Context: an optimization exercise on an open-source flow, tuned for small area. The choices shown serve that exercise and are no tape-out recipe.
At most, simulation tests tie the RTL to the original design; equivalence was not proved.
The series may have gaps, and a smaller design here may also do less where the tests do not look.
Only the layout flow was run in run 2; the RTL was not checked for function there.

run_1/routed.png
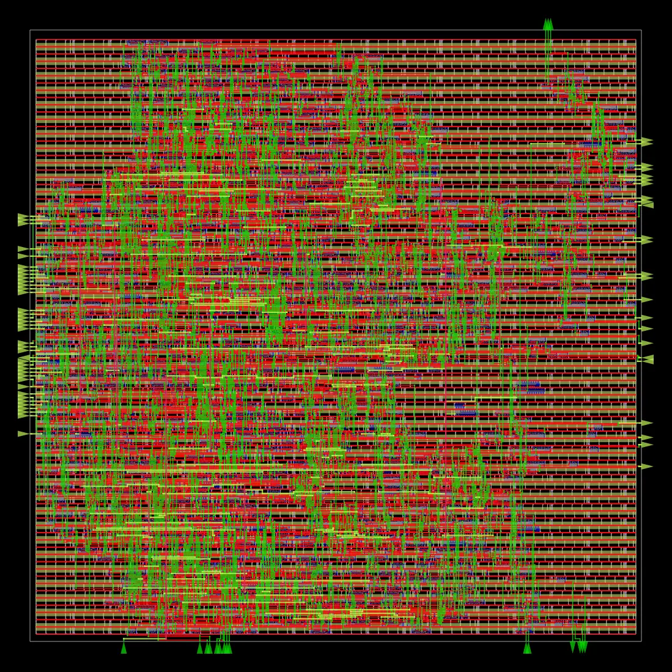
run_1/clock_wires.png
Bar = 50 um.
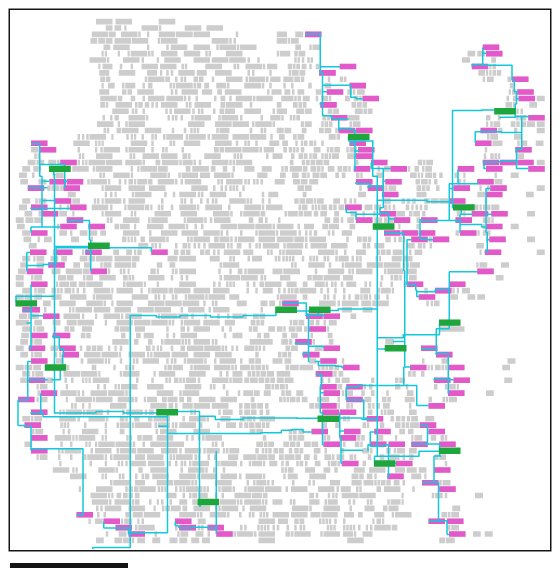
run_1/cts.png
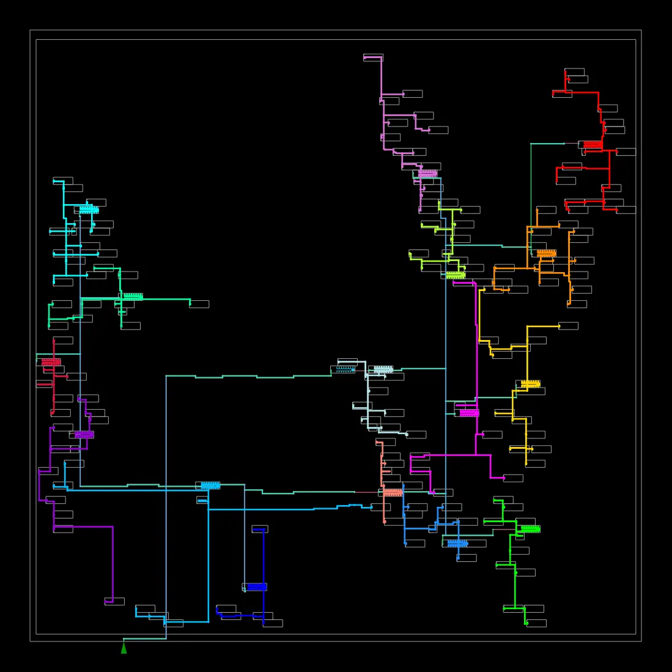
run_1/class_map.png
Fill, decap, tap and diode cells in grey.
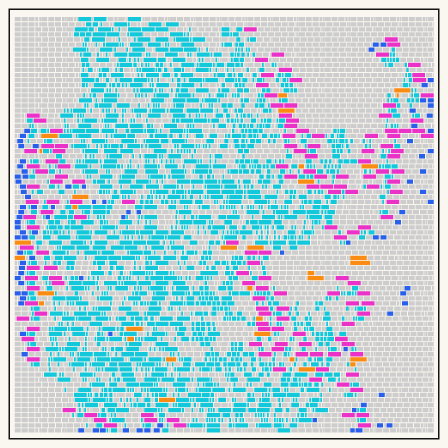
### run.sh
#!/bin/bash
# synth_recipe.tcl (not shown) runs the flow's synth.tcl, then flattens the netlist and writes it again
# the make line also repeats each setting of config.mk as NAME=value (left out here)
make -C /OpenROAD-flow-scripts/flow DESIGN_CONFIG=/design/flow/config.mk WORK_HOME=/design/flow/orfs CLKGATE_MAP_FILE= SYNTH_SCRIPT=/design/flow/synth_recipe.tcl finish
### config.mk
export PLATFORM = sky130hd
export DESIGN_NAME = requant
export DESIGN_NICKNAME = requant
export VERILOG_FILES = /design/flow/design.v
export SDC_FILE = /design/flow/constraint.sdc
export NUM_CORES = 4
export LEC_CHECK = 0
export CAP_MARGIN = 20
export CORE_MARGIN = 2
export CORE_UTILIZATION = 40
export SLEW_MARGIN = 20
### constraint.sdc
create_clock -name core_clock -period 7.0 [get_ports {clk}]
set_input_delay 1.4000 -clock core_clock [delete_from_list [all_inputs] [get_ports {clk}]]
set_output_delay 1.4000 -clock core_clock [all_outputs]
set_load 0.01 [all_outputs]
### design.v
module requant (
	clk,
	ce,
	rst,
	data_in,
	sync_in,
	gain,
	data_out,
	sync_out,
	addr,
	ovfl
);
	parameter integer INPUT_WIDTH = 18;
	parameter integer OUTPUT_WIDTH = 8;
	parameter integer GAIN_WIDTH = (INPUT_WIDTH - OUTPUT_WIDTH) + 1;
	parameter integer CHANNELS = 2048;
	input wire clk;
	input wire ce;
	input wire rst;
	input wire [(2 * INPUT_WIDTH) - 1:0] data_in;
	input wire sync_in;
	input wire [INPUT_WIDTH - OUTPUT_WIDTH:0] gain;
	output reg [(2 * OUTPUT_WIDTH) - 1:0] data_out;
	output reg sync_out;
	output reg [$clog2(CHANNELS) - 1:0] addr;
	output reg ovfl;
	reg signed [INPUT_WIDTH - 1:0] in_re;
	reg signed [INPUT_WIDTH - 1:0] in_im;
	reg signed [OUTPUT_WIDTH - 1:0] out_re;
	reg signed [OUTPUT_WIDTH - 1:0] out_im;
	reg re_ovfl;
	reg im_ovfl;
	reg signed [GAIN_WIDTH:0] gain_buf;
	parameter integer MULT_WIDTH = GAIN_WIDTH + INPUT_WIDTH;
	localparam signed [MULT_WIDTH - 1:0] ClampHigh = (2 ** (INPUT_WIDTH - 1)) - 1;
	localparam signed [MULT_WIDTH - 1:0] ClampLow = -(2 ** (INPUT_WIDTH - 1));
	reg signed [MULT_WIDTH - 1:0] mult_re;
	reg signed [MULT_WIDTH - 1:0] mult_im;
	reg signed [OUTPUT_WIDTH - 1:0] mult_re_trunc;
	reg signed [OUTPUT_WIDTH - 1:0] mult_im_trunc;
	always @(*) begin
		mult_re_trunc = mult_re[INPUT_WIDTH - 1-:OUTPUT_WIDTH];
		mult_im_trunc = mult_im[INPUT_WIDTH - 1-:OUTPUT_WIDTH];
	end
	always @(posedge clk)
		if (rst)
			addr <= 0;
		else if (ce && sync_in)
			addr <= 1;
		else if (ce)
			addr <= addr + 1;
		else
			addr <= addr;
	parameter integer DELAY = 4;
	reg [DELAY - 1:0] sync_fifo;
	always @(posedge clk) sync_fifo[DELAY - 1] <= sync_in;
	genvar i;
	generate
		for (i = 0; i < (DELAY - 1); i = i + 1) begin : genblk1
			always @(posedge clk) sync_fifo[i] <= sync_fifo[i + 1];
		end
	endgenerate
	always @(*) sync_out = sync_fifo[0];
	always @(posedge clk)
		if (rst) begin
			in_re <= 0;
			in_im <= 0;
		end
		else if (ce) begin
			in_re <= data_in[INPUT_WIDTH+:INPUT_WIDTH];
			in_im <= data_in[0+:INPUT_WIDTH];
		end
		else begin
			in_re <= in_re;
			in_im <= in_im;
		end
	always @(posedge clk)
		if (rst)
			gain_buf <= 0;
		else if (ce)
			gain_buf <= $signed({1'b0, gain});
		else
			gain_buf <= gain_buf;
	always @(posedge clk)
		if (rst) begin
			mult_re <= 0;
			mult_im <= 0;
		end
		else if (ce) begin
			mult_re <= gain_buf * in_re;
			mult_im <= gain_buf * in_im;
		end
		else begin
			mult_re <= mult_re;
			mult_im <= mult_im;
		end
	always @(posedge clk)
		if (rst) begin
			out_re <= 0;
			out_im <= 0;
		end
		else if (ce) begin
			if (mult_re > ClampHigh)
				out_re <= ClampHigh[INPUT_WIDTH - 1-:OUTPUT_WIDTH];
			else if (mult_re < ClampLow)
				out_re <= ClampLow[INPUT_WIDTH - 1-:OUTPUT_WIDTH];
			else if (mult_re < 0)
				out_re <= mult_re_trunc + 1;
			else
				out_re <= mult_re_trunc;
			if (mult_im > ClampHigh)
				out_im <= ClampHigh[INPUT_WIDTH - 1-:OUTPUT_WIDTH];
			else if (mult_im < ClampLow)
				out_im <= ClampLow[INPUT_WIDTH - 1-:OUTPUT_WIDTH];
			else if (mult_im < 0)
				out_im <= mult_im_trunc + 1;
			else
				out_im <= mult_im_trunc;
		end
		else begin
			out_re <= out_re;
			out_im <= out_im;
		end
	always @(posedge clk)
		if (rst)
			data_out <= 0;
		else if (ce)
			data_out <= {out_re, out_im};
		else
			data_out <= data_out;
	always @(posedge clk)
		if (rst) begin
			re_ovfl <= 0;
			im_ovfl <= 0;
			ovfl <= 0;
		end
		else if (ce) begin
			if ((mult_re > ClampHigh) || (mult_re < ClampLow))
				re_ovfl <= 1;
			else
				re_ovfl <= 0;
			if ((mult_im > ClampHigh) || (mult_im < ClampLow))
				im_ovfl <= 1;
			else
				im_ovfl <= 0;
			ovfl <= im_ovfl | re_ovfl;
		end
		else begin
			re_ovfl <= re_ovfl;
			im_ovfl <= im_ovfl;
			ovfl <= ovfl;
		end
endmodule
==> metrics.md, run 1 <==
| Metric | Value |
|---|---|
| Outcome | `complete, no violations` |
| Net count, final | `about 2,900` |
| Area Overhead vs Synth | `9.12%` |
| Area of the mapped netlist | `0.0203 mm2` |
| Routed vias/inst | `5.01` |
| Post_cts resized | `0` |
| Slew HR | `35.4%` |
| Commonest non-fill, non-tap cell in the layout | `inv_1` |
| Number of instances in the placed design | `2,983` |
| CP Class | `reg -> reg` |
| Max clock buf depth | `2` |
| Main combinational cell family by area after synthesis | `adder cells` |
| Worst hold-check path type | `reg -> reg` |
| Die width | `229 um` |
| CP Max Fanout | `25` |
| Diode count | `0` |
| Die area | `about 0.053 mm2` |
| Xor-xnor portion of the synthesized cell area | `2.16%` |
| DRC | `0` |
| # fillers | `4,870` |
| Gr usage total | `19.4%` |
| Post-Route WL | `roughly 48,000 um` |
| Synthesized flop and latch total | `~160` |
| Number of routed nets with antenna violations | `0` |
| DP Wirelength | `approximately 38,000 um` |
| Synth Area in Adders | `42.6%` |
| YS warnings | `1` |
| Setup Slack @ Placement | `between 0.9 and 1 ns` |
| RSZ-0062 raised after global routing | `no` |
| Final period util | `87.8%` |
| Port buffer count | `a little under 80` |
| Ys async rst share | `0%` |
| Synthesized instance count | `2,340` |
| CTS Hold Bufs | `0` |
| Max-Cap Viols | `0` |
| IO Pins | `80` |
| Max-slew violations | `0` |
| Mux cell area share after synthesis | `4.44%` |
| Final Wtd Congestion | `0.865` |
| Setup crit end kind | `flip-flop` |
| Vias in the first global route | `16,000` |
| FF+latch area | `approximately 0.0031 mm2` |
| Worst EP required | `7.37 ns` |
| Final Hold Vio Count | `0` |
| Setup TNS | `0 ns` |
| Main synth FF type | `dfxtp_1` |
| Simple-Gate Fraction of Synth Area | `17.1%` |
| Setup bufs post-CTS | `0` |
| WP data arrival | `roughly 6.5 ns` |
| CP Launch Type | `flip-flop` |
| Fraction of layout cells with a size suffix above 1 | `3.29%` |
| Largest net degree at the start of global routing | `77` |
| Initial antenna violation count | `0` |
| Iter 0 DRT Violations | `668` |
| Sequential fraction of the synthesis area | `15.3%` |
| GRT overflow | `0` |
| Most frequent cells in the layout | `inv_1 (478), fa_1 (352), nand2_1 (343)` |
| Yosys cell types | `78` |
| Setup ws final | `about 0.85 ns` |
| Die span in y | `229 um` |
| Post-synthesis compound-gate area fraction | `around 7.1%` |
| Max Freq | `0.163 GHz` |
| First-pass GRT wire length | `82,200 um` |
| Area of the multi-input gates | `0.0149 mm2` |
| Non-filler instance count after layout | `3,015` |
| Area after DPL | `0.0216 mm2` |
| DR pass1 iterations | `5` |
| CTS tree | `yes` |
| Row count | `82` |
| Initial core utilization | `40.5%` |
| Mean post-synth cell area | `8.68 um2` |
| Setup-failing EPs final | `0` |
| Final min period | `slightly above 6 ns` |
| Post-synth EDFFs | `0` |
| Clock-pin slew on the worst setup and hold paths | `0.07 ns` |
| Worst-Margin Slew | `0.968 ns` |
Notes on routed.png above:
Vias: 15,100
routed length per instance: 15.9 um
routed length on met1: 23,800 um

Notes on clock_wires.png above:
[clock wires] cyan | length: 2,570 um
[clock-net drivers] green | count: 17
[flip-flops] magenta | count: 155
flops lie: all over the die
Layout Skew: 0.0263 ns
Worst-Skew Late Latency: 0.49 ns

Notes on cts.png above:
Root Driver: clkbuf_16
clock sink total: 155
Seq cells: 155
clock buffer count from CTS: 17
CTS H-Tree Depth: 4

Notes on class_map.png above:
[registers] magenta | cells: 155 | share of their area: 15%
[clock drivers and dummy loads] orange | cells: 32 | share of their area: 2.8%
[remaining buffers and delay cells] blue | cells: 94 | share of their area: 4.2%
[remaining logic cells] cyan | cells: 2,062 | share of their area: 78%
post-layout util: 44.2%
Placeable Area: 0.0502 mm2
sequential share of cell area: 14.0%
fin area: 0.0222 mm2

run 1: metal layers:
| metal | up-vias | global-route usage (%) | wire length (um) | part of all wire, % |
|---|---|---|---|---|
| met3 | 33 | 3.49 | 2640 | 5.5 |
| met4 | 0 | 4.67 | 622 | 1.3 |
| met5 | - | 0 | 0 | 0 |
| li1 | 7152 | - | - | - |
| met2 | 363 | 29.8 | 20900 | 44 |
| met1 | 7564 | 28.2 | 23800 | 50 |
run 1: path summary, 6_finish.rpt:
path	start	to	slack [ns]	cells after the start
worst max-delay path	gain_buf[5]$_SDFFE_PP0P_	mult_im[28]$_SDFFE_PP0P_	0.85	19
worst min-delay path	sync_fifo[2]$_DFF_P_	sync_fifo[1]$_DFF_P_	0.33	0
worst max register to register	gain_buf[5]$_SDFFE_PP0P_	mult_im[28]$_SDFFE_PP0P_	0.85	19
worst min register to register	sync_fifo[2]$_DFF_P_	sync_fifo[1]$_DFF_P_	0.33	0
run 1: cells by family after synthesis:
logic type	count (synthesis)
adder cells (fa/ha/maj)	481
flip-flops	155
AND/OR/NAND/NOR	756
buffers and inverters	601
multiplexers	90
XOR/XNOR	50
AO/OA/AOI/OAI	207
run 1: registers in the layout, indices dropped and copies added, names as in the netlist:
name,count
data_out,16
gain_buf,11
out_im,8
sync_fifo,4
in_im,18
re_ovfl,1
mult_im,29
in_re,18
mult_re,29
ovfl,1
addr,11
im_ovfl,1
out_re,8
run 1: through the flow:
step,hold WS (ns)
after floorplan,0.310
after global placement,0.311
after detailed placement,0.312
after CTS,0.330
after global routing,0.337
final,0.329
run 1: cell usage after synthesis, types with 3 or more instances:
master     instances  area, um2
o21bai_1           3       22.5
dfxtp_1          155       3100
o21a_1            18        135
nand4_1           22        138
o21ai_0           25        125
o21ai_1            8       40.0
clkbuf_1         110        413
a21o_1            14        105
a211o_1            5       43.8
nand2b_1           3       18.8
buf_1              7       26.3
nand3b_1           6       45.0
nand3_1           18       90.1
o31a_1             3       26.3
ha_1             129       1610
nor2_1           154        578
or3_1              9       56.3
a21oi_1           61        305
and3_1             8       50.1
o31ai_1            3       22.5
a31oi_1            6       37.5
a211oi_1          14        105
nor4_1             8       50.1
xnor2_1           34        298
o211ai_1           4       30.0
inv_1            478       1790
and2_1           119        744
xor2_1            16        140
o221a_2            3       33.8
fa_1             352       7050
a221oi_1           3       26.3
a21oi_2            3       26.3
nand2_1          343       1290
mux2i_1           90        901
nor3b_1            3       22.5
o2111ai_1          4       35.0
nor3_1            40        200
nor2b_1            8       50.1
run 1: worst max-delay path, cell delays in order (launching register included):
cell and delay [ns]:
dfxtp_1 0.72, buf_4 0.45, nand2_1 0.12, fa_1 0.54, fa_1 0.45, fa_1 0.54, inv_1 0.05, fa_1 0.47
inv_1 0.05, fa_1 0.47, inv_1 0.04, ha_1 0.35, a21o_1 0.20, a21o_1 0.20, a211o_1 0.33, o221ai_2 0.21
o211a_1 0.29, o31ai_2 0.10, a211o_1 0.31, o311a_1 0.12
run 1: cell type report:
type	instances	share of cell area, %
flip-flops and latches	155	14.0
clock buffers	19	2.00
well taps	672	3.79
inverters	478	8.10
clock inverters	13	0.694
repair buffers	94	4.07
multi-input cells	1584	67.3
==> run 2: too many edits to list; what changed since run 1 <==
design.v: 153 -> 1087 lines; modules unchanged: 0
  requant: edited, 153 -> 1087 lines
run_2/routed.png
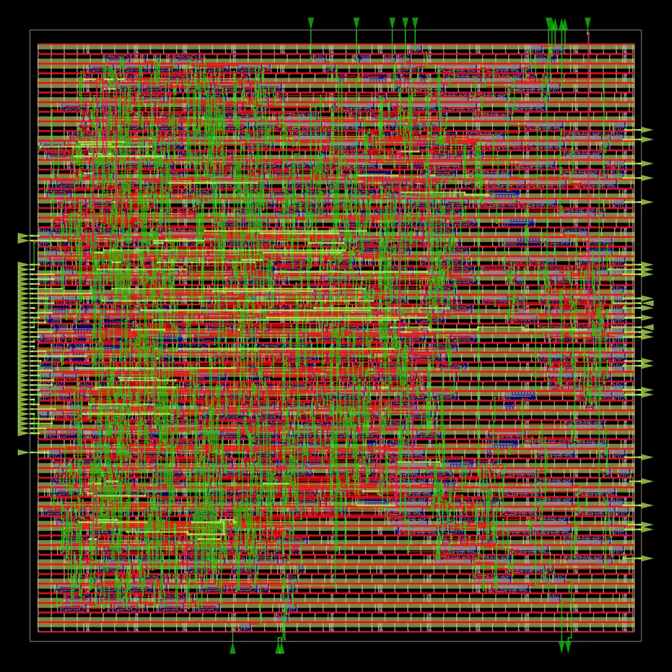
routed length per instance: 16.4 um
gr usage total: 18.6%
Vias: 7,598

==> metrics.md, run 2 <==
| Metric | Value |
|---|---|
| Final period util | `122% (was 87.8%)` |
| CTS H-Tree Depth | `3 (was 4)` |
| Max clock buf depth | `2 (unchanged)` |
| Area of the mapped netlist | `0.0114 mm2 (was 0.0203 mm2)` |
| First-pass GRT wire length | `43,300 um (was 82,200 um)` |
| Yosys cell types | `50 (was 78)` |
| Mean post-synth cell area | `10.3 um2 (was 8.68 um2)` |
| SO Faults | `negative setup slack` |
| Synth cell count leaders | `fa_1 (230), inv_1 (218), and2_1 (178), nand2_1 (112), edfxtp_1 (71) (was inv_1 (478), fa_1 (352), nand2_1 (343), dfxtp_1 (155), nor2_1 (154))` |
| Worst EP required | `7.09 ns (was 7.37 ns)` |
| Initial core utilization | `40.8% (was 40.5%)` |
| Post-Route WL | `26,700 um (was 48,000 um)` |
| Synthesized flop and latch total | `90 (was 155)` |
| DP Wirelength | `20,800 um (was 37,600 um)` |
| GRT overflow | `0 (unchanged)` |
| IO Pins | `80 (unchanged)` |
| Clock buffer count from CTS | `9 (was 17)` |
| Sequential fraction of the synthesis area | `22.1% (was 15.3%)` |
| Setup crit end kind | `flip-flop (unchanged)` |
| Final min period | `8.51 ns (was 6.15 ns)` |
| Critical path's slowest cell | `fa_1 (was dfxtp_1)` |
| R2r setup slk | `4.30 ns (was 0.85 ns)` |
| Root Driver | `clkbuf_16 (unchanged)` |
| Post-synth top area share | `40.4% (was 34.7%)` |
| Yosys top cell by area | `fa_1 (unchanged)` |
| Max Freq | `0.118 GHz (was 0.163 GHz)` |
| DR pass1 iterations | `4 (was 5)` |
| Setup TNS | `-6.16 ns (was 0 ns)` |
| Most frequent cells in the layout | `inv_1 (207), fa_1 (199), and2_1 (178) (was inv_1 (478), fa_1 (352), nand2_1 (343))` |
| Worst-Skew Late Latency | `0.35 ns (was 0.49 ns)` |
| Final Hold Vio Count | `0 (unchanged)` |
| RSZ-0062 raised after global routing | `yes (was no)` |
| Setup ws final | `-1.51 ns (was 0.852 ns)` |
| Diode count | `0 (unchanged)` |
| Max incr delay on CP | `0.51 ns (was 0.72 ns)` |
| CP Max Fanout | `2 (was 25)` |
| Hold Crit Start | `sync_fifo[2]$_DFF_P_ (unchanged)` |
| Iter 0 DRT Violations | `374 (was 668)` |
| Crit path from | `gain[1] (was gain_buf[5]$_SDFFE_PP0P_)` |
| DRC | `0 (unchanged)` |
| Biggest regs | `st2: 17 flops, st3: 17 flops, st4: 17 flops (was mult_im: 29 flops, mult_re: 29 flops)` |
| CP Class | `in -> reg (was reg -> reg)` |
| CP Launch Type | `input pin (was flip-flop)` |
| Die width | `173 um (was 229 um)` |
| Final Wtd Congestion | `0.852 (was 0.865)` |
| Clock sink total | `90 (was 155)` |
| Worst R2R Start | `im_s_r$_DFFE_PP_ (was gain_buf[5]$_SDFFE_PP0P_)` |
| Number of routed nets with antenna violations | `0 (unchanged)` |
| Routed vias/inst | `4.66 (was 5.01)` |
| Outcome | `finished with violations (was complete, no violations)` |
| Initial antenna violation count | `0 (unchanged)` |
| Commonest non-fill, non-tap cell in the layout | `inv_1 (unchanged)` |
| Fraction of layout cells with a size suffix above 1 | `16.0% (was 3.29%)` |
| Setup-failing EPs final | `8 (was 0)` |
| Ys async rst share | `0% (unchanged)` |
| Slew HR | `49.2% (was 35.4%)` |
| # fillers | `2,607 (was 4,870)` |
run_2/class_map.png
Fill, decap, tap and diode cells in grey.
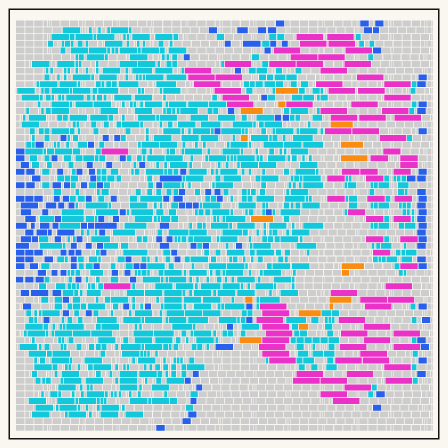
[remaining logic cells] cyan | cells: 963 | share of their area: 67%
[clock drivers and dummy loads] orange | cells: 16 | share of their area: 2.3%
[registers] magenta | cells: 90 | share of their area: 19%
[remaining buffers and delay cells] blue | cells: 184 | share of their area: 13%
fin area: 0.0140 mm2
sequential share of cell area: 18.0%
Placeable Area: 0.0279 mm2
row count: 61

-- run 2: cell count changes in the layout (fill, tap and decap cells not counted), sizes merged, moves of 86 or more --
cell	change
inv	-262
nand2	-231
dfxtp	-136
fa	-122
nor2	-116
ha	-99
buf	+89
mux2i	-86
-- run 2: worst paths after layout --
path,endpoint,cells past startpoint
min,sync_fifo[1]$_DFF_P_,0
max,re_ovp_r$_DFFE_PP_,31
min reg2reg,sync_fifo[1]$_DFF_P_,0
max reg2reg,st2[7]$_DFFE_PP_,9
-- run 2: timing repair --
item | CTS | global route
pin swaps | 39 | 28
cloned | 0 | 2
endpoints found under the setup margin | 15 | 14
resized for setup | 28 | 35
buffers inserted | 4 | 3
hold endpoints to repair | 0 | 0
-- run 2: routing by layer --
layer / track usage, % / routed length (um) / vias up / part of all wire (%)
li1: - / - / 3548 / -
met1: 25.7 / 12100 / 3834 / 45
met2: 30.9 / 12600 / 182 / 47
met3: 3.06 / 1550 / 34 / 5.8
met4: 4.41 / 412 / 0 / 1.5
met5: 0 / 0 / - / 0
-- run 2: cell type report --
cell class,count,area (um2),share of cell area [%]
Clock buffer,9,225,1.61
Clock inverter,7,81.3,0.583
Inverter,218,838,6.00
Multi-Input combinational cell,745,8130,58.3
Sequential cell,90,2510,18.0
Tap cell,378,473,3.39
Timing Repair Buffer,184,1700,12.2
-- run 2: metrics by stage --
stage                     instances  worst slack [ns]  utilization (%)  area, um2
after floorplan                1107             -1.72                -      11700
after global placement         1609             -2.55             48.1      13400
after detailed placement       1609             -2.65             48.1      13400
after CTS                      1629             -1.96             49.4      13800
after global routing           1631             -1.77             50.0      14000
final                          1631             -1.51             50.0      14000
-- run 2: cell families after synthesis --
family / Yosys count / synth area share, %
AO/OA/AOI/OAI: 50 / 3.00
multiplexers: 6 / 0.549
XOR/XNOR: 53 / 4.08
AND/OR/NAND/NOR: 374 / 17.4
other: 1 / 0.0329
buffers and inverters: 272 / 9.19
adder cells (fa/ha/maj): 260 / 43.7
flip-flops: 90 / 22.1
-- run 2: critical path, delay by kind of cell --
| kind | cells | cell delay [ns] |
|---|---|---|
| adder cells (fa/ha/maj) | 21 | 5.93 |
| AO/OA/AOI/OAI | 2 | 0.38 |
| buffers and inverters | 5 | 0.27 |
| AND/OR/NAND/NOR | 3 | 0.59 |

-- separate check: timing with driven ports --
How much do the figures lean on ideal ports? The routed layouts below were timed once more, with nothing changed but the port constraints.
Step 1 assumes that a clkbuf_16 drives the clock port and a buf_2 every other input.
Step 2 also shifts input and output timing later by t, the mid clock arrival at the registers, as if the neighbouring blocks saw the same clock.
Three values: ideal ports, drivers, drivers and shift; two values: the first two.
| run | shift t [ns] | slack for setup (ns) | worst setup path at the end | worst data-port slew with drivers (ns) |
|---|---|---|---|---|
| run 1 | 0.532 | 0.852 / 0.852 / 0.852 | register to register | 0.05 |
| run 2 | 0.388 | -1.505 / -1.521 / -1.909 | input to register | 0.06 |
For run 2, which loses most, drivers alone change the setup slack by -0.016 ns; drivers and shift together by -0.404 ns.
